Context: an optimization exercise on an open-source flow, tuned for small area, a short achievable clock period and few clock cycles. The choices shown serve that exercise and are no tape-out recipe. The RTL was checked by simulation tests, not by an equivalence proof against the original design. The series may have gaps, and a smaller design here may also do less where the tests do not look.

$ cat design/flow/config.mk
export PLATFORM = sky130hd
export DESIGN_NAME = cpu
export DESIGN_NICKNAME = cpu
export VERILOG_FILES = /design/flow/design.v
export SDC_FILE = /design/flow/constraint.sdc
export NUM_CORES = 4
export LEC_CHECK = 0
export CAP_MARGIN = 20
export CORE_MARGIN = 2
export CORE_UTILIZATION = 40
export SLEW_MARGIN = 20
$ cat design/flow/constraint.sdc
create_clock -name core_clock -period 110.0 [get_ports {clk}]
set_input_delay 22.0000 -clock core_clock [delete_from_list [all_inputs] [get_ports {clk}]]
set_output_delay 22.0000 -clock core_clock [all_outputs]
set_load 0.01 [all_outputs]
$ cat design/flow/design.v
module decode (
input clk,
input [31:0] memory,
output reg [5:0] opcode, funct,
output reg [4:0] rs, rt, rd, shamt,
output reg [25:0] addr,
output reg [15:0] imm
);
    always @ (*) begin
        opcode = memory[31:26];
        funct = memory[5:0];
        rs = memory[25:21];
        rt = memory[20:16];
        rd = memory[15:11];
        shamt = memory[10:6];
        imm = memory[15:0];
        addr = memory[25:0];
    end
endmodule
module alu (clk, out, a, b, shamt, funct, go, hi, lo);
	input clk;
	output reg [31:0] out;
	output reg [31:0] hi, lo;
	input [31:0] a, b;
	input [5:0] funct;
	input [4:0] shamt;
	input go;
	always @ (*) begin
		case (funct)
			6'h00: out = a << shamt;  
			6'h02: out = a >> shamt;  
			6'h03: out = a >>> shamt;  
			6'h10: out = hi;  
			6'h12: out = lo;  
			6'h20: out = a + b;
			6'h22: out = a - b;
			6'h24: out = a & b;  
			6'h25: out = a | b;  
			6'h26: out = a ^ b;  
			6'h27: out = ~(a | b);  
			6'h2A: out = (a < b);  
			default: out = 32'b0;
		endcase
	end
	always @ (posedge clk) begin
		if (go) begin
			case (funct)
				6'h18: {hi, lo} <= a * b;  
				6'h1A: 
				begin
				if (b == 32'b0) begin
					hi <= a;
					lo <= 32'hFFFFFFFF;
				end else begin
					hi <= a % b;
					lo <= a / b;
				end
				end
				default: ;
			endcase
		end
	end
endmodule
module cpu (clk, rst, imem_addr, imem_data, dmem_addr, dmem_re, dmem_wdata, dmem_we, dmem_rdata);
	input clk;
	input rst;
	output [15:0] imem_addr;
	input [31:0] imem_data;
	output [11:0] dmem_addr;
	output dmem_re;
	output [31:0] dmem_wdata;
	output dmem_we;
	input [31:0] dmem_rdata;
	reg [31:0] registers [31:0];
	wire [31:0] instruction;
	reg [15:0] programCounter;
	wire [31:0] a, b;
	wire [31:0] hi, lo;
	wire [31:0] out;
	wire ALUen;
	wire [5:0] opcode, funct;
	wire [4:0] rs, rt, rd, shamt;
	wire [25:0] addr;
	wire [15:0] imm;
	assign instruction = imem_data;
	assign imem_addr = programCounter;
	decode decode (clk, instruction, opcode, funct, rs, rt, rd, shamt, addr, imm);
	assign a = registers[rs];
	assign b = registers[rt];
	assign ALUen = (opcode == 6'h0) && !rst;
	alu mather (clk, out, a, b, shamt, funct, ALUen, hi, lo);
	wire [31:0] effAddr = registers[rs] + {16'b0, imm};
	assign dmem_addr = effAddr[11:0];
	assign dmem_wdata = registers[rt];
	assign dmem_we = (opcode == 6'h2B) && !rst;
	assign dmem_re = (opcode == 6'h23) && !rst;
	always @ (posedge clk) begin
		if (rst) begin
			programCounter <= 16'h0;
			registers[0] <= 32'h0;
		end else begin
		case (opcode)
			6'h0:
				begin
					if (funct != 6'h18 && funct != 6'h1A)
						registers[rd] <= out;
					programCounter <= programCounter + 1;
				end
			6'hF:
				begin
					registers[rs] <= {16'b0, imm};
					programCounter <= programCounter + 1;
				end
			6'h23:
				begin
					registers[rt] <= dmem_rdata;
					programCounter <= programCounter + 1;
				end
			6'h2B:
				begin
					programCounter <= programCounter + 1;
				end
			6'h4:
				begin
					if (registers[rs] == registers[rt])
						programCounter <= imm;
					else
						programCounter <= programCounter + 1;
				end
			6'h2:
				begin
					programCounter <= imm;
				end
			default: ;
		endcase
		end
	end
endmodule
$ cat design/flow/run.sh
#!/bin/bash
# synth_recipe.tcl (not shown) runs the flow's synth.tcl, then flattens the netlist and writes it again
# the make line also repeats each setting of config.mk as NAME=value (left out here)
make -C /OpenROAD-flow-scripts/flow DESIGN_CONFIG=/design/flow/config.mk WORK_HOME=/design/flow/orfs CLKGATE_MAP_FILE= SYNTH_SCRIPT=/design/flow/synth_recipe.tcl finish
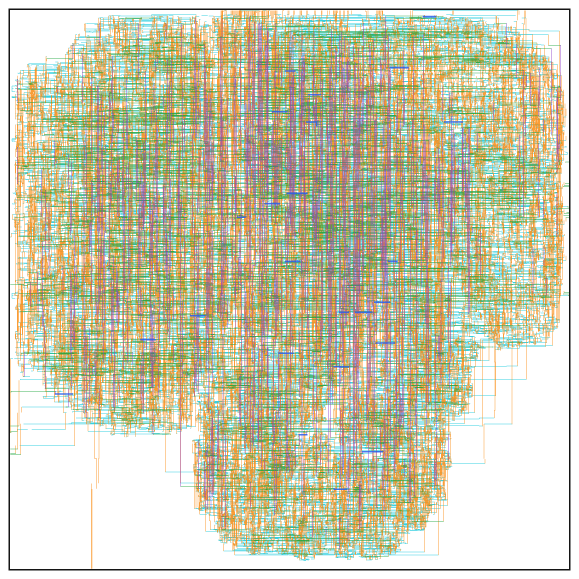
(run_1/wires.png)
Drawn at 1 px/um.
Key: purple = metal 4 [wire length 46.2 mm]; green = metal 3 [wire length 66.6 mm]; blue = metal 5 [wire length 324 um]; cyan = metal 1 [wire length 208 mm]; orange = metal 2 [wire length 243 mm]
via count: 108,000
Tot GR Track Use: 35.1%
DR WL/cell: 33.4 um
final WL: 564 mm

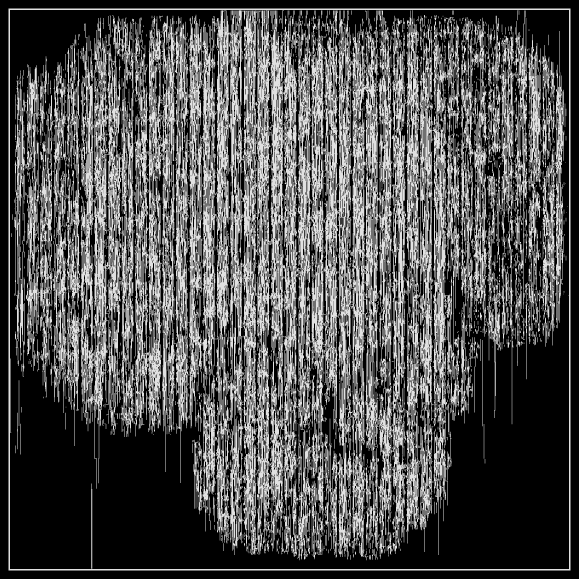
(run_1/layer_met2.png)
Drawn at 1 px/um.
12,297 nets have wire on it. The layer holds 43% of the routed length. The layer carries 243 mm of wire. The longest straight run is 151 um.
GR Util met2: 52.8%

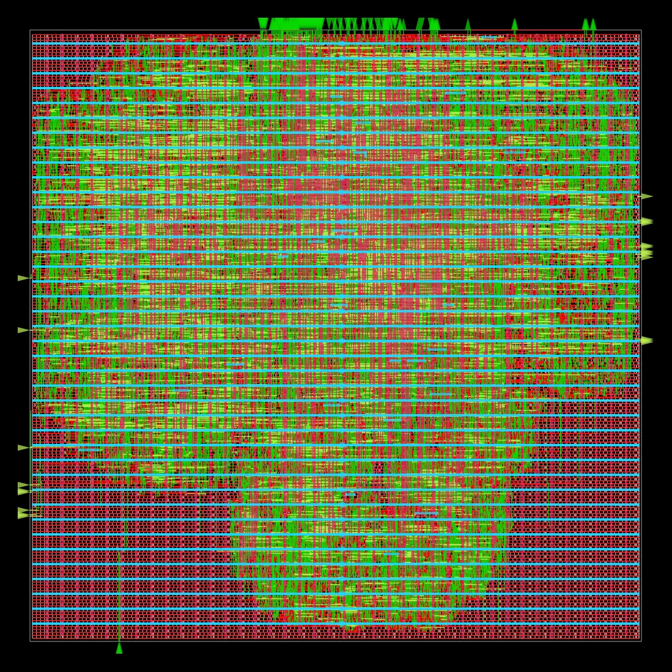
(run_1/chip.png)
fin util: 44.2%
chip height: 559 um

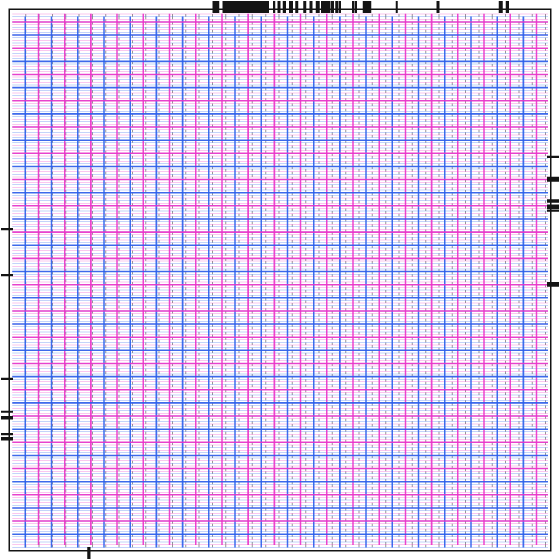
(run_1/power_grid.png)
Pins as bars on the die edge. Tap cells in grey.
Key: magenta = VDD; blue = VSS
128 signal pins sit on the boundary. 40 straps on met4. 4,100 tap cells.
core area: 306,000 um2

==> key figures, run 1 <==
Synthesis
  – Synth Area in Adders: a little under a quarter
  – Sequential area share after synthesis: 26.8%
  – Mapped Nets: between 10,000 and 15,000
  – Largest family of logic cells by synthesized area: adder cells
  – Multiplexer area fraction after synthesis: ~13%
  – Mapped Avg Cell Area: 9.77 um2
  – Post-Syn Area: between 100,000 and 150,000 um2
  – Number of synthesized register bits: between 1,000 and 1,500
  – EDFF count, synth: around 1,100
  – Gate Count Post-Synth: about 13,000

Placement
  – Placer Congestion: 1.08
  – Post-DP HPWL: roughly 410 mm

Layout
  – Commonest non-fill, non-tap cell in the layout: nand2_1
  – Final Non-Filler Cells: around 17,000
  – Share of layout cells above drive strength 1: between 10% and 20%
  – Nets: 14,500

Die
  – # IOs: 128
  – DIE AREA: around 310,000 um2
  – Initial Util: about two fifths

Clocking
  – Maximum root-to-sink buffer count: 3
  – Number of buffers created by CTS: roughly 120
  – Post-CTS Hold Fix Bufs: 0
  – Clk sink count: between 1,000 and 1,500
  – H-tree levels: 3
  – CTS Root Cell: clkbuf_16
  – Clock transition at the registers of the reported paths: about 60 ps

Routing
  – # DRC: 0
  – DR pass1 iterations: 8

Worst setup path
  – WS Path Type: in -> reg
  – Delay-heaviest family, CP: compound AO/OA/AOI/OAI gates
  – CP peak stage delay: between 800 and 900 ps
  – Setup crit start kind: primary input
  – Buffer and inverter count on the worst path: 24
  – Most common cell on crit path: o21a_1
  – Crit path arrival time: about 110,000 ps

Timing
  – Final period utilization: 95.7%
  – Final Hold Viols: 0
  – Clk_skew: about 73 ps
  – Fin Setup TNS: 0 ps
  – FMAX: around 9.5 MHz

Global routing
  – Largest net degree at the start of global routing: 125
  – Antenna violations before repair: 61
  – Number of global-route vias before repair: 104,000

Run status
  – Status: no timing/DRC/antenna violations

Run
  – Max cap viols: 0
Testbench counts for the RTL of run 1, summed over its fixed seeds: cycles 183,780.
run 1: worst paths after layout:
kind / startpoint / endpoint / slack [ps] / cells after the start
worst max register to register: registers[18][12]$_DFFE_PP_ / mather.hi[2]$_DFFE_PP_ / 26200 / 346
worst max-delay path: imem_data[16] / mather.hi[2]$_DFFE_PP_ / 4730 / 347
worst min register to register: programCounter[14]$_SDFFE_PP0P_ / programCounter[14]$_SDFFE_PP0P_ / 510 / 2
worst min-delay path: programCounter[14]$_SDFFE_PP0P_ / programCounter[14]$_SDFFE_PP0P_ / 510 / 2
run 1: flip-flops by register name (all words and copies together) (netlist names):
signal          flops
mather.lo          32
programCounter     16
mather.hi          32
registers        1024
run 1: layout make-up:
class                   instances  area [um2]
inverters                    1278        4800
clock inverters                81         832
clock buffers                 139        3030
well taps                    4100        5130
multi-input cells            9545       83500
flip-flops and latches       1104       33000
diodes                         26        65.1
repair buffers                596        5060
fillers                     29600      171000
run 1: per-stage QoR:
step	hold WS (ps)	area, um2	setup slack [ps]
2_1_floorplan	513	123000	8310
6_report	515	135000	4730
4_1_cts	513	135000	697
3_3_place_gp	500	131000	1400
5_1_grt	552	135000	-43.3
3_5_place_dp	503	131000	209
run 1: cell usage after synthesis, types with 39 or more instances:
| cell | count | area [um2] |
|---|---|---|
| a211oi_1 | 104 | 781 |
| a21o_1 | 216 | 1620 |
| a21oi_1 | 681 | 3410 |
| a221oi_1 | 68 | 596 |
| a22oi_1 | 160 | 1200 |
| a31oi_1 | 98 | 613 |
| and2_1 | 55 | 344 |
| and3_1 | 84 | 526 |
| buf_1 | 106 | 398 |
| buf_2 | 89 | 445 |
| buf_4 | 39 | 293 |
| clkbuf_1 | 424 | 1590 |
| edfxtp_1 | 1088 | 32700 |
| fa_1 | 900 | 18000 |
| ha_1 | 902 | 11300 |
| inv_1 | 1247 | 4680 |
| mux2_2 | 121 | 1360 |
| mux2i_1 | 484 | 4840 |
| mux4_2 | 400 | 9010 |
| nand2_1 | 1442 | 5410 |
| nand2b_1 | 85 | 532 |
| nand3_1 | 196 | 981 |
| nand4_1 | 74 | 463 |
| nor2_1 | 1018 | 3820 |
| nor2b_1 | 71 | 444 |
| nor3_1 | 312 | 1560 |
| nor4_1 | 44 | 275 |
| o211ai_1 | 72 | 541 |
| o21a_1 | 194 | 1460 |
| o21ai_0 | 467 | 2340 |
| o21ai_1 | 47 | 235 |
| o21bai_1 | 58 | 435 |
| o22ai_1 | 51 | 319 |
| o31ai_1 | 59 | 443 |
| or2_2 | 65 | 407 |
| or3_1 | 93 | 582 |
| xnor2_1 | 232 | 2030 |
| xor2_1 | 146 | 1280 |
run 1: metal layers:
metal	wire length (um)	global-route usage (%)	up-vias
met3	66600	9.95	1709
met4	46200	23.5	48
li1	-	-	45300
met2	243000	52.8	7032
met5	324	0	-
met1	208000	43.7	54200
run 1: worst register-to-register path, delay by kind of cell (launching register included):
kind	cells	cell delay, ps
flip-flops	1	390
buffers and inverters	23	4840
multiplexers	15	4820
AO/OA/AOI/OAI	202	48090
adder cells (fa/ha/maj)	31	9150
AND/OR/NAND/NOR	75	16210
run 1: what timing repair did:
item	4_1_cts	5_1_grt
buffers inserted	0	24
endpoints found under the setup margin	0	34
gates resized for setup	0	88
run 1: cells by family after synthesis:
kind of cell,count (synthesis)
AND/OR/NAND/NOR,3658
AO/OA/AOI/OAI,2693
buffers and inverters,1967
adder cells (fa/ha/maj),1802
flip-flops,1104
multiplexers,1014
XOR/XNOR,378
==> run 2: a larger rewrite; changed files in full <==
==> design/flow/design.v <==
module decode (
	input  [31:0] memory,
	output [5:0]  opcode, funct,
	output [4:0]  rs, rt, rd, shamt,
	output [15:0] imm,
	output        is_r, is_li, is_lw, is_sw, is_beq, is_j, is_halt,
	output        is_mul, is_div, is_mf
);
	assign opcode = memory[31:26];
	assign funct  = memory[5:0];
	assign rs     = memory[25:21];
	assign rt     = memory[20:16];
	assign rd     = memory[15:11];
	assign shamt  = memory[10:6];
	assign imm    = memory[15:0];
	assign is_r    = (opcode == 6'h00);
	assign is_li   = (opcode == 6'h0F);
	assign is_lw   = (opcode == 6'h23);
	assign is_sw   = (opcode == 6'h2B);
	assign is_beq  = (opcode == 6'h04);
	assign is_j    = (opcode == 6'h02);
	assign is_halt = !(is_r | is_li | is_lw | is_sw | is_beq | is_j);
	assign is_mul = is_r && (funct == 6'h18);
	assign is_div = is_r && (funct == 6'h1A);
	assign is_mf  = is_r && (funct == 6'h10 || funct == 6'h12);
endmodule
module radd (
	input  [31:0] x, y,
	input         cin,
	output [32:0] s
);
	wire [32:0] c;
	assign c[0] = cin;
	genvar j;
	generate
		for (j = 0; j < 32; j = j + 1) begin : g_bit
			assign s[j]   = x[j] ^ y[j] ^ c[j];
			assign c[j+1] = (x[j] & y[j]) | (c[j] & (x[j] ^ y[j]));
		end
	endgenerate
	assign s[32] = c[32];
endmodule
module alu (
	input  [31:0] a, b,
	input  [4:0]  shamt,
	input  [5:0]  funct,
	input  [31:0] hi, lo,
	output reg [31:0] out,
	output        eq
);
	wire        sub = funct[1];
	wire [32:0] sum;
	radd add (a, b ^ {32{sub}}, sub, sum);
	wire [31:0] x = a ^ b;
	assign eq = ~|x;
	wire        left = ~funct[1];
	reg  [31:0] ra, rr;
	wire [31:0] sr = (left ? ra : a) >> shamt;
	integer k;
	always @(*) begin
		for (k = 0; k < 32; k = k + 1) begin
			ra[k] = a[31-k];
			rr[k] = sr[31-k];
		end
	end
	always @(*) begin
		case (funct)
			6'h00: out = rr;
			6'h02: out = sr;
			6'h03: out = sr;
			6'h10: out = hi;
			6'h12: out = lo;
			6'h20: out = sum[31:0];
			6'h22: out = sum[31:0];
			6'h24: out = a & b;
			6'h25: out = a | b;
			6'h26: out = x;
			6'h27: out = ~(a | b);
			6'h2A: out = {31'b0, ~sum[32]};
			default: out = 32'b0;
		endcase
	end
endmodule
module muldiv (
	input             clk,
	input             rst,
	input             start_mul,
	input             start_div,
	input      [31:0] a, b,
	output            busy,
	output            busy_next,
	output reg [31:0] hi, lo
);
	reg [31:0] m;         
	reg        q32;       
	reg        op_div;
	reg [3:0]  cnt;       
	assign busy      = (cnt != 4'd0);
	assign busy_next = start_mul || start_div || (cnt > 4'd1);
	wire [32:0] s0, s1, s2, s3;
	radd m0 (hi,        m & {32{lo[0]}}, 1'b0, s0);
	radd m1 (s0[32:1],  m & {32{lo[1]}}, 1'b0, s1);
	radd m2 (s1[32:1],  m & {32{lo[2]}}, 1'b0, s2);
	radd m3 (s2[32:1],  m & {32{lo[3]}}, 1'b0, s3);
	wire [31:0] mh = s3[32:1];
	wire [31:0] ml = {s3[0], s2[0], s1[0], s0[0], lo[31:4]};
	wire [31:0] x0 = {hi[30:0], q32};
	wire [32:0] d0;
	radd v0 (x0, m, 1'b1, d0);
	wire        t0 = d0[32] | hi[31];
	wire [31:0] r0 = t0 ? d0[31:0] : x0;
	wire [31:0] x1 = {r0[30:0], lo[31]};
	wire [32:0] d1;
	radd v1 (x1, m, 1'b1, d1);
	wire        t1 = d1[32] | r0[31];
	wire [31:0] r1 = t1 ? d1[31:0] : x1;
	wire [31:0] x2 = {r1[30:0], lo[30]};
	wire [32:0] d2;
	radd v2 (x2, m, 1'b1, d2);
	wire        t2 = d2[32] | r1[31];
	wire [31:0] r2 = t2 ? d2[31:0] : x2;
	always @(posedge clk) begin
		if (rst) begin
			cnt <= 4'd0;
		end else if (start_mul) begin
			m      <= a;
			hi     <= 32'd0;
			lo     <= b;
			op_div <= 1'b0;
			cnt    <= 4'd8;
		end else if (start_div) begin
			m      <= ~b;
			hi     <= 32'd0;
			q32    <= 1'b0;
			lo     <= a;
			op_div <= 1'b1;
			cnt    <= 4'd11;
		end else if (busy) begin
			cnt <= cnt - 4'd1;
			if (op_div) begin
				hi  <= r2;
				q32 <= lo[29];
				lo  <= {lo[28:0], t0, t1, t2};
			end else begin
				hi <= mh;
				lo <= ml;
			end
		end
	end
endmodule
module cpu (clk, rst, imem_addr, imem_data, dmem_addr, dmem_re, dmem_wdata, dmem_we, dmem_rdata);
	input clk;
	input rst;
	output [15:0] imem_addr;
	input [31:0] imem_data;
	output [11:0] dmem_addr;
	output dmem_re;
	output [31:0] dmem_wdata;
	output dmem_we;
	input [31:0] dmem_rdata;
	reg [31:0] registers [31:0];
	reg [15:0] programCounter;
	reg [31:0] ir;            
	reg        valid;         
	wire [5:0] f_op   = imem_data[31:26];
	wire       f_jump = (f_op == 6'h02) ||
	                    (f_op == 6'h04 && imem_data[25:21] == imem_data[20:16]);
	wire       f_halt = !(f_op == 6'h00 || f_op == 6'h0F || f_op == 6'h23 ||
	                      f_op == 6'h2B || f_op == 6'h04 || f_op == 6'h02);
	wire       f_mf   = (f_op == 6'h00) && (imem_data[5:0] == 6'h10 || imem_data[5:0] == 6'h12);
	wire [5:0] opcode, funct;
	wire [4:0] rs, rt, rd, shamt;
	wire [15:0] imm;
	wire is_r, is_li, is_lw, is_sw, is_beq, is_j, is_halt, is_mul, is_div, is_mf;
	decode decode (ir, opcode, funct, rs, rt, rd, shamt, imm,
		is_r, is_li, is_lw, is_sw, is_beq, is_j, is_halt, is_mul, is_div, is_mf);
	wire [31:0] a = registers[rs];
	wire [31:0] b = registers[rt];
	wire [31:0] hi, lo, out;
	wire        eq;
	wire        md_busy, md_busy_next;
	alu alu (a, b, shamt, funct, hi, lo, out, eq);
	muldiv md (clk, rst, valid && is_mul, valid && is_div, a, b, md_busy, md_busy_next, hi, lo);
	wire [11:0] eff = a[11:0] + imm[11:0];
	assign imem_addr  = programCounter;
	assign dmem_addr  = eff;
	assign dmem_wdata = b;
	assign dmem_we    = valid && is_sw && !rst;
	assign dmem_re    = valid && is_lw;
	wire redirect = valid && is_beq && (rs != rt) && eq;
	wire hold = f_mf && md_busy_next;
	always @(posedge clk) begin
		ir <= imem_data;
		if (rst) begin
			programCounter <= 16'h0;
			valid <= 1'b0;
		end else begin
			valid <= !redirect && !hold;
			if (redirect)
				programCounter <= imm;
			else if (hold || f_halt)
				programCounter <= programCounter;
			else if (f_jump)
				programCounter <= imem_data[15:0];
			else
				programCounter <= programCounter + 16'h1;
		end
	end
	wire        wen = rst || (valid && ((is_r && !is_mul && !is_div) || is_li || is_lw));
	wire [4:0]  wad = rst ? 5'd0 : is_li ? rs : is_lw ? rt : rd;
	wire [31:0] wda = rst ? 32'd0 : is_lw ? dmem_rdata : is_li ? {16'b0, imm} : out;
	always @(posedge clk)
		if (wen) registers[wad] <= wda;
endmodule
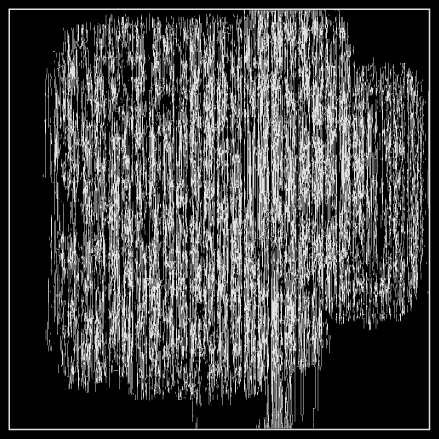
(run_2/layer_met2.png)
Drawn at 1 px/um.
The longest straight run is 160 um. The layer carries 115 mm of wire.
via count: 47,300
GR Util met2: 44.4%
final WL: 247 mm

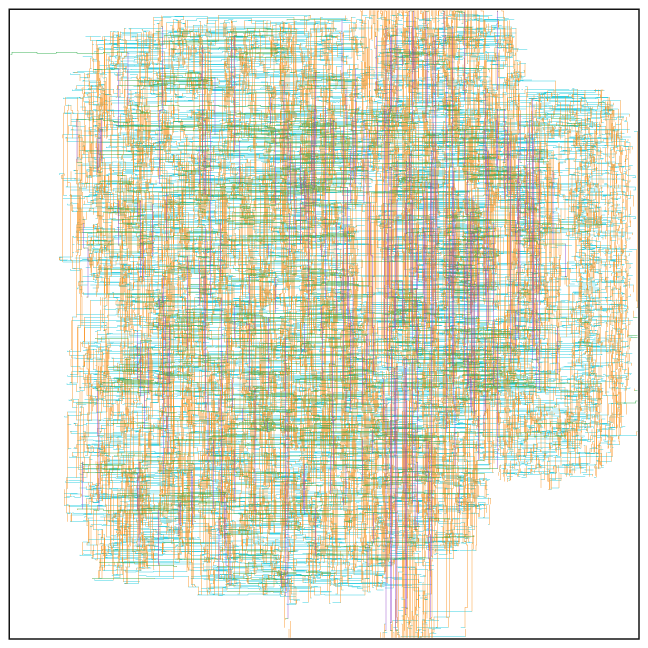
(run_2/wires.png)
Drawn at 1.5 px/um.
Key: green = metal 3 [wire length 21.3 mm]; purple = metal 4 [wire length 13,600 um]; orange = metal 2 [wire length 115 mm]; cyan = metal 1 [wire length 96.3 mm]
DR WL/cell: 33.2 um
Tot GR Track Use: 27.8%

==> key figures, run 2 <==
Layout
  – Largest register by flop count: registers (unchanged)
  – Commonest non-fill, non-tap cell in the layout: edfxtp_1 (was nand2_1)
  – FF+latch area: 34,800 um2 (was 33,000 um2)
  – Nets: 5,414 (was 14,500)
  – Max reg flops: 1,024 (unchanged)

Synthesis
  – Mapped Nets: 5,340 (was 14,500)
  – Top cell type's share of synthesized area: 49.0% (was 26.5%)
  – Number of synthesized register bits: 1,175 (was 1,104)
  – EDFF count, synth: 1,122 (was 1,088)
  – Gate Count Post-Synth: 4,942 (was 12,600)

Worst setup path
  – R2r setup slk: 67,770 ps (was 26,200 ps)
  – Worst R2R End: md.hi[13]$_SDFFCE_PN0P_ (was mather.hi[2]$_DFFE_PP_)
  – FF-to-FF path depth: 112 (was 346)
  – Setup crit start kind: primary input (unchanged)
  – Crit Reg-Reg Startpoint: md.m[0]$_DFFE_PP_ (was registers[18][12]$_DFFE_PP_)
  – Crit path arrival time: 23,240 ps (was 105,740 ps)

Clocking
  – PostCTS Resize Cnt: 0 (unchanged)
  – Post-CTS setup buffers: 0 (unchanged)
  – Post-CTS Hold Fix Bufs: 0 (unchanged)
  – Clock transition at the registers of the reported paths: 50 ps (was 60 ps)

Routing
  – # DRC: 0 (unchanged)
  – DR pass1 iterations: 8 (unchanged)

Timing
  – Final Hold Viols: 0 (unchanged)
  – FMAX: 22.1 MHz (was 9.50 MHz)

Hold path
  – Hold worst-path end: md.cnt[3]$_SDFFE_PP0N_ (was programCounter[14]$_SDFFE_PP0P_)

Global routing
  – Number of global-route vias before repair: 47,000 (was 104,000)

Run status
  – Status: no timing/DRC/antenna violations (unchanged)
Testbench counts for the RTL of run 2, summed over its fixed seeds: cycles 201,956.
## run 2: worst max-delay path by stage
stage | from | to | slack [ps] | depth (start not counted)
global route | rst | dmem_we | 64700 | 3
CTS | rst | dmem_we | 64750 | 3
finish | rst | dmem_we | 64760 | 3
detailed placement | rst | dmem_we | 64770 | 3
floorplan | rst | dmem_we | 64940 | 4
global placement | rst | dmem_we | 64830 | 3
## run 2: layout make-up
type                            instances  share of cell area, %
Inverter                              219                   1.06
Timing Repair Buffer                  294                   3.39
Multi-Input combinational cell       3195                   41.2
Tap cell                             2310                   3.74
Clock buffer                          163                   4.46
Sequential cell                      1175                   45.1
Antenna cell                            2                0.00648
Clock inverter                         78                   1.07
## run 2: routing by layer
layer	GRT usage (%)	part of all wire, %	vias up
met3	4.81	8.6	589
met2	44.4	47	2725
li1	-	-	19300
met5	0	0	-
met1	36.8	39	24700
met4	13.6	5.5	0
## run 2: cell families after synthesis
kind of cell | Yosys count | share of synthesized area [%]
DFF | 1175 | 50.5
muxes | 988 | 21.2
and+or+nand+nor | 949 | 6.50
AOI/OAI and AO/OA | 847 | 8.06
buffers and inverters | 572 | 3.97
adders and majority gates | 332 | 8.75
xor gates and xnor gates | 79 | 1.01
## run 2: per-stage QoR
stage	instance area (um2)	hold slack, ps	instances	setup WS, ps
after floorplan	68800	468	4942	64940
after global placement	72800	483	7190	64830
after detailed placement	72900	497	7191	64770
after CTS	77100	504	7432	64750
after global routing	77200	530	7435	64700
final	77200	504	7436	64760
## run 2: worst max-delay path: cells and delay by family
kind / cells / cell delay [ps]
AND/OR/NAND/NOR: 1 / 380
buffers and inverters: 2 / 850
## Run 3: what changed since run 2
--- a/design/flow/design.v
+++ b/design/flow/design.v
@@ -167,35 +167,68 @@
 	                    (f_op == 6'h04 && imem_data[25:21] == imem_data[20:16]);
 	wire       f_halt = !(f_op == 6'h00 || f_op == 6'h0F || f_op == 6'h23 ||
 	                      f_op == 6'h2B || f_op == 6'h04 || f_op == 6'h02);
-	wire       f_mf   = (f_op == 6'h00) && (imem_data[5:0] == 6'h10 || imem_data[5:0] == 6'h12);
+	wire       f_md   = (f_op == 6'h00) && (imem_data[5:0] == 6'h10 || imem_data[5:0] == 6'h12 ||
+	                                        imem_data[5:0] == 6'h18 || imem_data[5:0] == 6'h1A);
 	wire [5:0] opcode, funct;
 	wire [4:0] rs, rt, rd, shamt;
 	wire [15:0] imm;
 	wire is_r, is_li, is_lw, is_sw, is_beq, is_j, is_halt, is_mul, is_div, is_mf;
 	decode decode (ir, opcode, funct, rs, rt, rd, shamt, imm,
 		is_r, is_li, is_lw, is_sw, is_beq, is_j, is_halt, is_mul, is_div, is_mf);
-	wire [31:0] a = registers[rs];
-	wire [31:0] b = registers[rt];
+	reg  [31:0] sel_a, sel_b;
+	reg  [31:0] a, b;
+	integer n;
+	always @(*) begin
+		a = 32'd0;
+		b = 32'd0;
+		for (n = 0; n < 32; n = n + 1) begin
+			a = a | (registers[n] & {32{sel_a[n]}});
+			b = b | (registers[n] & {32{sel_b[n]}});
+		end
+	end
 	wire [31:0] hi, lo, out;
 	wire        eq;
 	wire        md_busy, md_busy_next;
-	alu alu (a, b, shamt, funct, hi, lo, out, eq);
+	reg        pend_v;
+	reg [4:0]  pend_rd;
+	reg        pend_hi;
+	wire       x_defer  = valid && is_mf && md_busy;
+	wire       x_writes = valid && ((is_r && !is_mul && !is_div && !x_defer) || is_li || is_lw);
+	wire [4:0] x_wad    = is_li ? rs : is_lw ? rt : rd;
+	wire       pend_wr  = pend_v && !md_busy && !x_writes;
+	wire [5:0] alu_funct = pend_wr ? (pend_hi ? 6'h10 : 6'h12) : funct;
+	alu alu (a, b, shamt, alu_funct, hi, lo, out, eq);
 	muldiv md (clk, rst, valid && is_mul, valid && is_div, a, b, md_busy, md_busy_next, hi, lo);
 	wire [11:0] eff = a[11:0] + imm[11:0];
 	assign imem_addr  = programCounter;
 	assign dmem_addr  = eff;
 	assign dmem_wdata = b;
-	assign dmem_we    = valid && is_sw && !rst;
-	assign dmem_re    = valid && is_lw;
+	reg x_sw, x_lw;
+	assign dmem_we    = x_sw && !rst;
+	assign dmem_re    = x_lw;
 	wire redirect = valid && is_beq && (rs != rt) && eq;
-	wire hold = f_mf && md_busy_next;
+	wire       pn_v  = x_defer || (pend_v && !pend_wr && !(x_writes && x_wad == pend_rd));
+	wire [4:0] pn_rd = x_defer ? rd : pend_rd;
+	wire hold = pn_v && (f_md || imem_data[25:21] == pn_rd || imem_data[20:16] == pn_rd);
 	always @(posedge clk) begin
 		ir <= imem_data;
+		sel_a <= 32'd1 << imem_data[25:21];
+		sel_b <= 32'd1 << imem_data[20:16];
 		if (rst) begin
 			programCounter <= 16'h0;
 			valid <= 1'b0;
+			x_sw <= 1'b0;
+			x_lw <= 1'b0;
+			pend_v <= 1'b0;
 		end else begin
+			pend_v <= pn_v;
+			if (x_defer) begin
+				pend_rd <= rd;
+				pend_hi <= !funct[1];
+			end
 			valid <= !redirect && !hold;
+			x_sw  <= !redirect && !hold && (f_op == 6'h2B);
+			x_lw  <= !redirect && !hold && (f_op == 6'h23);
 			if (redirect)
 				programCounter <= imm;
 			else if (hold || f_halt)
@@ -206,9 +239,9 @@
 				programCounter <= programCounter + 16'h1;
 		end
 	end
-	wire        wen = rst || (valid && ((is_r && !is_mul && !is_div) || is_li || is_lw));
-	wire [4:0]  wad = rst ? 5'd0 : is_li ? rs : is_lw ? rt : rd;
-	wire [31:0] wda = rst ? 32'd0 : is_lw ? dmem_rdata : is_li ? {16'b0, imm} : out;
+	wire        wen = rst || x_writes || pend_wr;
+	wire [4:0]  wad = rst ? 5'd0 : x_writes ? x_wad : pend_rd;
+	wire [31:0] wda = rst ? 32'd0 : pend_wr ? out : is_lw ? dmem_rdata : is_li ? {16'b0, imm} : out;
 	always @(posedge clk)
 		if (wen) registers[wad] <= wda;
 endmodule
==> design/flow/flow/run.sh (new file) <==
#!/bin/bash
# The standard layout, with the port buffers made of buf_1 cells instead of the
# flow's default choice. Everything else is the standard flow unchanged.
set -euo pipefail
export BUFFER_PORTS_ARGS="-buffer_cell sky130_fd_sc_hd__buf_1"
bash standard.sh > standard.log 2>&1
==> design/flow/standard.sh (new file) <==
#!/bin/bash
# synth_recipe.tcl (not shown) runs the flow's synth.tcl, then flattens the netlist and writes it again
# the make line also repeats each setting of config.mk as NAME=value (left out here)
make -C /OpenROAD-flow-scripts/flow DESIGN_CONFIG=/design/flow/config.mk WORK_HOME=/design/flow/orfs CLKGATE_MAP_FILE= SYNTH_SCRIPT=/design/flow/synth_recipe.tcl "${@:-finish}"
--- a/design/flow/config.mk
+++ b/design/flow/config.mk
@@ -8,4 +8,7 @@
 export CAP_MARGIN = 20
 export CORE_MARGIN = 2
 export CORE_UTILIZATION = 40
+export CTS_BUF_LIST = sky130_fd_sc_hd__clkbuf_8
+export CTS_CLUSTER_DIAMETER = 50
+export CTS_CLUSTER_SIZE = 12
 export SLEW_MARGIN = 20
removed: design/flow/run.sh
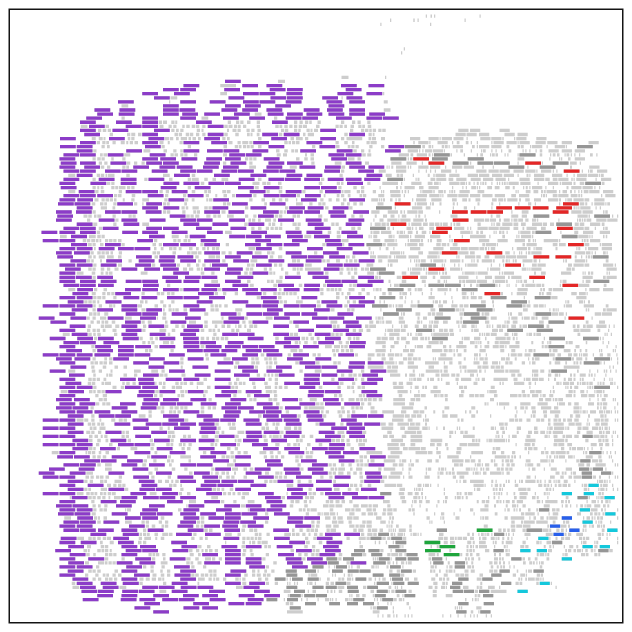
(run_3/flops_by_reg.png)
Drawn at 1.5 px/um. Other sequential cells in the stronger grey, the rest of the logic in the fainter grey.
Key: green = `pend_rd` [flops 5]; blue = `md.cnt` [flops 4, where south-east]; red = `md.hi` [flops 32]; cyan = `programCounter` [flops 16, where south-east]; purple = `registers` [flops 1,024]
Another 167 sequential cells are not coloured.
fin util: 44.5%

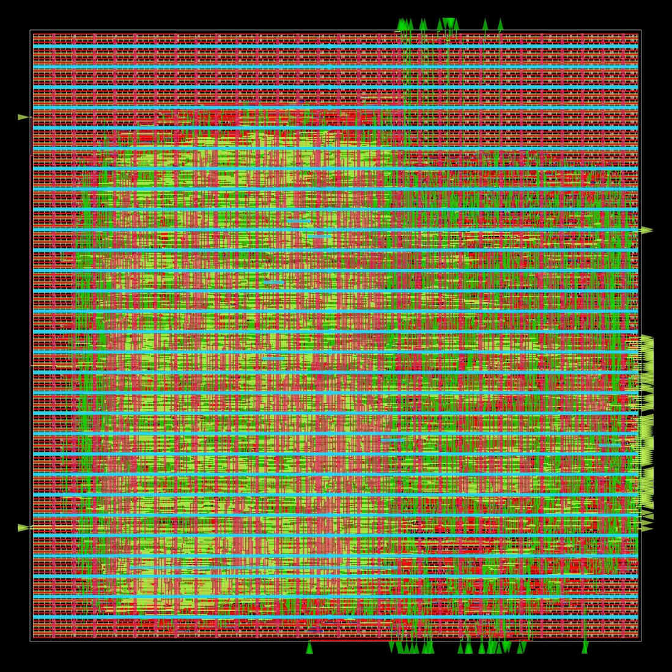
(run_3/chip.png)
Die X: 408 um
chip height: 408 um
final WL: 314 mm

==> key figures, run 3 <==
Worst setup path
  – Worst R2R End: md.hi[15]$_SDFFCE_PN0P_ (was md.hi[13]$_SDFFCE_PN0P_)
  – Buffer and inverter count on the worst path: 2 (unchanged)
  – Delay-heaviest family, CP: buffers and inverters (unchanged)
  – FF-to-FF path depth: 111 (was 112)
  – Setup crit start kind: primary input (unchanged)
  – WS Path Type: in -> out (unchanged)
  – Crit path arrival time: 22,520 ps (was 23,240 ps)
  – Crit. path cell count: 3 (unchanged)
  – CP peak stage delay: 220 ps (was 600 ps)
  – Worst Setup EP: dmem_we (unchanged)
  – Crit Reg-Reg Startpoint: md.m[0]$_DFFE_PP_ (unchanged)
  – R2r setup slk: 67,020 ps (was 67,770 ps)

Routing
  – # DRC: 0 (unchanged)
  – DR WL/cell: 41.4 um (was 33.2 um)
  – Via count: 55,200 (was 47,300)

Layout
  – Post-route cell area: 72,300 um2 (was 77,200 um2)
  – Nets: 5,705 (was 5,414)
  – Commonest non-fill, non-tap cell in the layout: edfxtp_1 (unchanged)
  – Share of layout cells above drive strength 1: 12.2% (was 17.1%)
  – Max reg flops: 1,024 (unchanged)
  – Final Non-Filler Cells: 7,579 (was 7,436)
  – Most frequent cells in the layout: edfxtp_1, a22oi_1, nor2_1 (was edfxtp_1, mux2i_1, mux4_2)
  – Largest register by flop count: registers (unchanged)
  – Synth-to-Final Area Change: 10.8% (was 12.2%)

Placement
  – Post-DP HPWL: 185 mm (was 157 mm)
  – Placer Congestion: 1.01 (was 0.997)
  – Placed Instances: 7,332 (was 7,191)

Synthesis
  – Mapped Nets: 5,600 (was 5,340)
  – Post-Syn Area: 65,300 um2 (was 68,800 um2)
  – Area leader, netlist: edfxtp_1 (unchanged)
  – Sequential area share after synthesis: 55.6% (was 50.5%)
  – Mapped Avg Cell Area: 12.6 um2 (was 13.9 um2)
  – Ranking of synthesized cells by area: edfxtp_1, a22oi_1, fa_1 (was edfxtp_1, mux4_2, mux2i_1)
  – Number of synthesized register bits: 1,248 (was 1,175)
  – Post-synth top cells: edfxtp_1, a22oi_1, nor2_1 (was edfxtp_1, mux2i_1, mux4_2)
  – Top cell type's share of synthesized area: 51.9% (was 49.0%)
  – EDFF count, synth: 1,128 (was 1,122)

Global routing
  – Largest net degree at the start of global routing: 96 (was 104)
  – Number of global-route vias before repair: 52,400 (was 47,000)
  – Tot GR Track Use: 36.6% (was 27.8%)

Die
  – # IOs: 128 (unchanged)
  – DIE AREA: 166,000 um2 (was 175,000 um2)
  – Core area: 162,000 um2 (was 171,000 um2)
  – Initial Util: 40.2% (about the same)

Run status
  – Status: no timing/DRC/antenna violations (unchanged)

Run
  – Max cap viols: 0 (unchanged)

Timing
  – FMAX: 22.5 MHz (was 22.1 MHz)
  – Clk_skew: 80.1 ps (was 35.6 ps)
  – Final Hold Viols: 0 (unchanged)
  – Fin Setup TNS: 0 ps (unchanged)

Clocking
  – H-tree levels: 4 (unchanged)
  – Post-CTS setup buffers: 0 (unchanged)
  – PostCTS Resize Cnt: 0 (unchanged)
  – CTS Root Cell: clkbuf_8 (was clkbuf_16)
  – Number of buffers created by CTS: 147 (was 131)
  – Clock transition at the registers of the reported paths: 70 ps (was 50 ps)
  – Clk sink count: 1,248 (was 1,175)

Hold path
  – Hold path depth: 2 (unchanged)
Testbench counts for the RTL of run 3, summed over its fixed seeds: cycles 195,458.
## run 3: cell types whose count changed in the layout (fill, tap and decap cells not counted), moves of 46 or more
cell	previous run	this run
mux4_2	369	33
dfxtp_2	3	62
a221oi_1	37	83
buf_4	159	217
clkbuf_16	132	0
a21oi_1	244	171
nand2_1	278	226
clkdlybuf4s50_1	126	0
a22o_1	11	65
mux2i_1	603	175
a22oi_1	151	901
nand4_1	12	196
clkbuf_8	2	150
buf_1	0	126
## run 3: how the worst min path moves through the flow
stage | startpoint | slack, ps | end
after floorplan | ir[14]$_DFF_P_ | 460 | programCounter[14]$_SDFFE_PP0P_
after global placement | programCounter[15]$_SDFFE_PP0P_ | 490 | programCounter[15]$_SDFFE_PP0P_
after detailed placement | programCounter[15]$_SDFFE_PP0P_ | 500 | programCounter[15]$_SDFFE_PP0P_
after CTS | programCounter[15]$_SDFFE_PP0P_ | 510 | programCounter[15]$_SDFFE_PP0P_
after global routing | programCounter[15]$_SDFFE_PP0P_ | 550 | programCounter[15]$_SDFFE_PP0P_
final | programCounter[15]$_SDFFE_PP0P_ | 510 | programCounter[15]$_SDFFE_PP0P_
## run 3: metrics by stage
step	hold WS, ps	worst slack [ps]
after floorplan	457	65310
after global placement	487	65460
after detailed placement	497	65460
after CTS	508	65460
after global routing	551	65430
final	506	65480
## run 3: worst register-to-register path: cells and delay by family (launching register included)
kind,cells,cell delay [ps]
adder cells (fa/ha/maj),94,38940
AO/OA/AOI/OAI,3,470
AND/OR/NAND/NOR,4,1110
flip-flops,1,410
multiplexers,2,450
buffers and inverters,8,1250
## run 3: layer usage
metal	global-route usage (%)	up-vias	part of all wire, %
li1	-	20600	-
met1	44.3	26900	33
met2	52.1	5974	41
met3	16.2	1716	17
met4	25.5	14	9.2
met5	1.06	-	0.081
## run 3: kinds of logic (layout without fill, tap and decap cells)
logic type                 after synthesis  count (layout)  synth area share (%)
muxes                                  219             219                  4.03
DFF                                   1248            1248                  55.6
and+or+nand+nor                       1117            1117                  8.62
AOI/OAI and AO/OA                     1578            1578                  17.6
xor gates and xnor gates                97              97                  1.30
other                                    0              15                     0
adders and majority gates              332             332                  9.22
buffers and inverters                  611             798                  3.69
## run 3: cell type report
type | count | area [um2]
inverters | 222 | 833
clock buffers | 150 | 2060
clock inverters | 81 | 803
repair buffers | 345 | 2140
diodes | 15 | 37.5
well taps | 2175 | 2720
fillers | 14800 | 90100
multi-input cells | 3343 | 27400
flip-flops and latches | 1248 | 36400
## Run 4: what changed since run 3
--- a/design/flow/design.v
+++ b/design/flow/design.v
@@ -209,7 +209,10 @@
 	wire redirect = valid && is_beq && (rs != rt) && eq;
 	wire       pn_v  = x_defer || (pend_v && !pend_wr && !(x_writes && x_wad == pend_rd));
 	wire [4:0] pn_rd = x_defer ? rd : pend_rd;
-	wire hold = pn_v && (f_md || imem_data[25:21] == pn_rd || imem_data[20:16] == pn_rd);
+	wire f_start = (imem_data[5:0] == 6'h18 || imem_data[5:0] == 6'h1A);
+	wire f_rs = (f_op == 6'h00) || (f_op == 6'h23) || (f_op == 6'h2B) || (f_op == 6'h04);
+	wire f_rt = (f_op == 6'h00) || (f_op == 6'h2B) || (f_op == 6'h04);
+	wire hold = pn_v && ((f_md && (!f_start || md_busy_next)) || (f_rs && imem_data[25:21] == pn_rd) || (f_rt && imem_data[20:16] == pn_rd));
 	always @(posedge clk) begin
 		ir <= imem_data;
 		sel_a <= 32'd1 << imem_data[25:21];
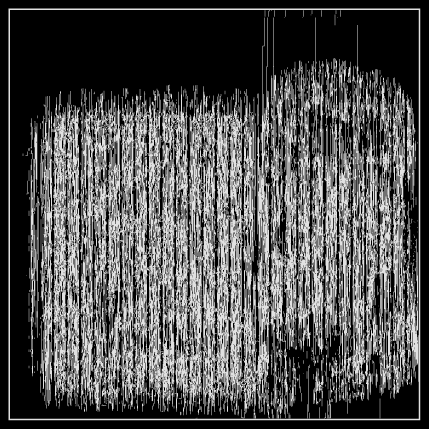
(run_4/layer_met2.png)
Drawn at 1 px/um.
The layer holds 41% of the routed length. The wires run mostly vertical. 4,951 nets have wire on it. The layer carries 129 mm of wire. The longest straight run is 139 um.
via count: 56,000
GR Util met2: 52.2%

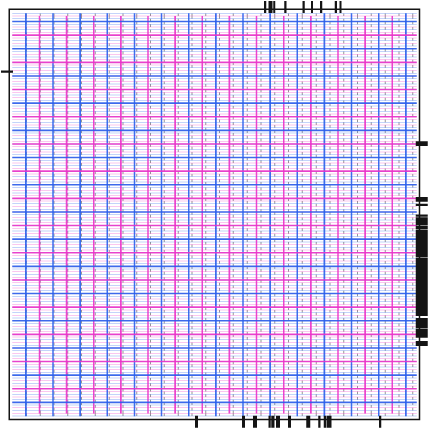
(run_4/power_grid.png)
Drawn at 1 px/um. Pins as bars on the die edge. Tap cells in grey.
Key: magenta = VDD; blue = VSS
149 met1 rails follow the rows. 29 straps on met5. The core has 148 rows. 2,175 tap cells.
chip height: 409 um
Die X: 409 um
core area: 163,000 um2

==> key figures, run 4 <==
Run status
  – Status: no timing/DRC/antenna violations (unchanged)

Global routing
  – Number of global-route vias before repair: 52,900 (was 52,400)

Routing
  – Metal1 wirelength: 107 mm (was 104 mm)
  – # DRC: 0 (unchanged)
  – DR WL met2: 129 mm (was 128 mm)

Clocking
  – Clock transition at the registers of the reported paths: 70 ps (about the same)
  – Maximum root-to-sink buffer count: 3 (unchanged)
  – CTS Root Cell: clkbuf_8 (unchanged)
  – PostCTS Resize Cnt: 0 (unchanged)
  – Number of buffers created by CTS: 143 (was 147)
  – Post-CTS Hold Fix Bufs: 0 (unchanged)
  – H-tree levels: 4 (unchanged)

Synthesis
  – Area leader, netlist: edfxtp_1 (unchanged)
  – Top cell type's share of synthesized area: 51.7% (was 51.9%)
  – Number of synthesized register bits: 1,248 (unchanged)
  – Post-synth top cells: edfxtp_1, a22oi_1, clkbuf_1 (was edfxtp_1, a22oi_1, nor2_1)
  – Gate Count Post-Synth: 5,278 (was 5,202)
  – Most frequent cell after synthesis: edfxtp_1 (unchanged)

Layout
  – FF+latch area: 36,400 um2 (about the same)
  – Largest register by flop count: registers (unchanged)
  – Share of layout cells above drive strength 1: 11.7% (was 12.2%)
  – Most frequent cells in the layout: edfxtp_1, a22oi_1, nor2_1 (unchanged)

Timing
  – Hold_ws: 542 ps (was 506 ps)
  – Final Hold Viols: 0 (unchanged)
  – Fin Setup TNS: 0 ps (unchanged)
  – FMAX: 22.4 MHz (was 22.5 MHz)
  – Final period utilization: 40.5% (about the same)
  – Post-route worst setup slack: 65,430 ps (was 65,480 ps)

Run
  – Max cap viols: 0 (unchanged)

Worst setup path
  – Crit path arrival time: 22,570 ps (was 22,520 ps)
  – WS Path Type: in -> out (unchanged)

Die
  – # IOs: 128 (unchanged)
  – DIE AREA: 167,000 um2 (was 166,000 um2)
  – Initial Util: 40.2% (about the same)

Placement
  – Placer Congestion: 0.994 (was 1.01)
Testbench counts for the RTL of run 4, summed over its fixed seeds: cycles 193,959.
==> run 4: cell types whose count changed after synthesis, moves of 15 or more <==
cell      change
clkbuf_1     +46
xor2_1       -20
nor3_1       +15
nand2_1      +40
a21oi_1      +22
mux2i_1      -18
xnor2_1      +19
buf_2        -59
==> run 4: worst paths after layout <==
path,from,to,slack [ps],depth (start not counted)
worst min-delay path,md.cnt[3]$_SDFFE_PP0N_,md.cnt[3]$_SDFFE_PP0N_,540,2
worst min register to register,md.cnt[3]$_SDFFE_PP0N_,md.cnt[3]$_SDFFE_PP0N_,540,2
worst max register to register,md.m[0]$_DFFE_PP_,md.hi[30]$_SDFFCE_PN0P_,67490,109
worst max-delay path,rst,dmem_we,65430,3
==> run 4: layout make-up <==
cell class                 instances  area share [%]
sequential                      1248            50.2
multi-input combinational       3420            38.2
tap                             2175            3.76
timing repair buffer             335            2.84
clock buffer                     148            2.81
inverter                         225            1.17
clock inverter                    81           0.998
antenna                           11          0.0380
==> run 4: cells by family after synthesis <==
| kind of cell | count (synthesis) | synth area share (%) |
|---|---|---|
| AO/OA/AOI/OAI | 1582 | 17.5 |
| flip-flops | 1248 | 55.4 |
| AND/OR/NAND/NOR | 1203 | 9.20 |
| buffers and inverters | 610 | 3.55 |
| adder cells (fa/ha/maj) | 332 | 9.19 |
| multiplexers | 207 | 3.91 |
| XOR/XNOR | 96 | 1.28 |
==> run 4: per-stage QoR <==
stage,area (um2),util [%],std cells
after global routing,72400,44.5,7635
after global placement,69600,42.8,7403
after CTS,72400,44.5,7632
final,72400,44.5,7643
after detailed placement,69600,42.8,7403
after floorplan,65500,-,5278
==> run 4: critical path, stage by stage <==
cell and delay (ps):
clkbuf_4 240, nor2b_1 160, buf_1 160
==> run 4: routing by layer <==
| layer | GRT usage (%) | up-vias |
|---|---|---|
| met5 | 0.690 | - |
| met4 | 22.7 | 12 |
| met3 | 16.2 | 1602 |
| met2 | 52.2 | 6010 |
| met1 | 45.9 | 27500 |
| li1 | - | 20900 |

re-timing with driven ports:
The results above use ideal ports. As a check the final layouts listed here were re-extracted and re-timed, cells and wires unchanged. Step 1 sets driving cells, clkbuf_16 on the clock port and buf_2 on the other inputs (assumed; they add their load-dependent delay and slew). Step 2 times the ports against the registers' clock, not the clock port: input delays grow and output delays shrink by t, the midpoint of the rising clock arrivals with the driver on. a / b / c = ideal ports / drivers / drivers and shift; a / b = the first two.
run | t, ns | setup slack, ns | latest minus earliest clock arrival (ns) | worst data-port slew with drivers (ns) | cell pins on the clock port's net
run 1 | 0.855 | 4.730 / 4.683 / 3.828 | 0.077 / 0.078 | 0.18 | 1
run 2 | 0.855 | 64.761 / 64.737 / 64.737 | 0.037 / 0.038 | 0.11 | 1
run 3 | 0.986 | 65.481 / 65.461 / 65.461 | 0.085 / 0.086 | 0.26 | 1
run 4 | 1.014 | 65.429 / 65.405 / 65.405 | 0.100 / 0.100 | 0.08 | 1
After both steps setup and hold are still met in every run listed. For run 1, which loses most, drivers alone change the setup slack by -0.047 ns; drivers and shift together by -0.902 ns.
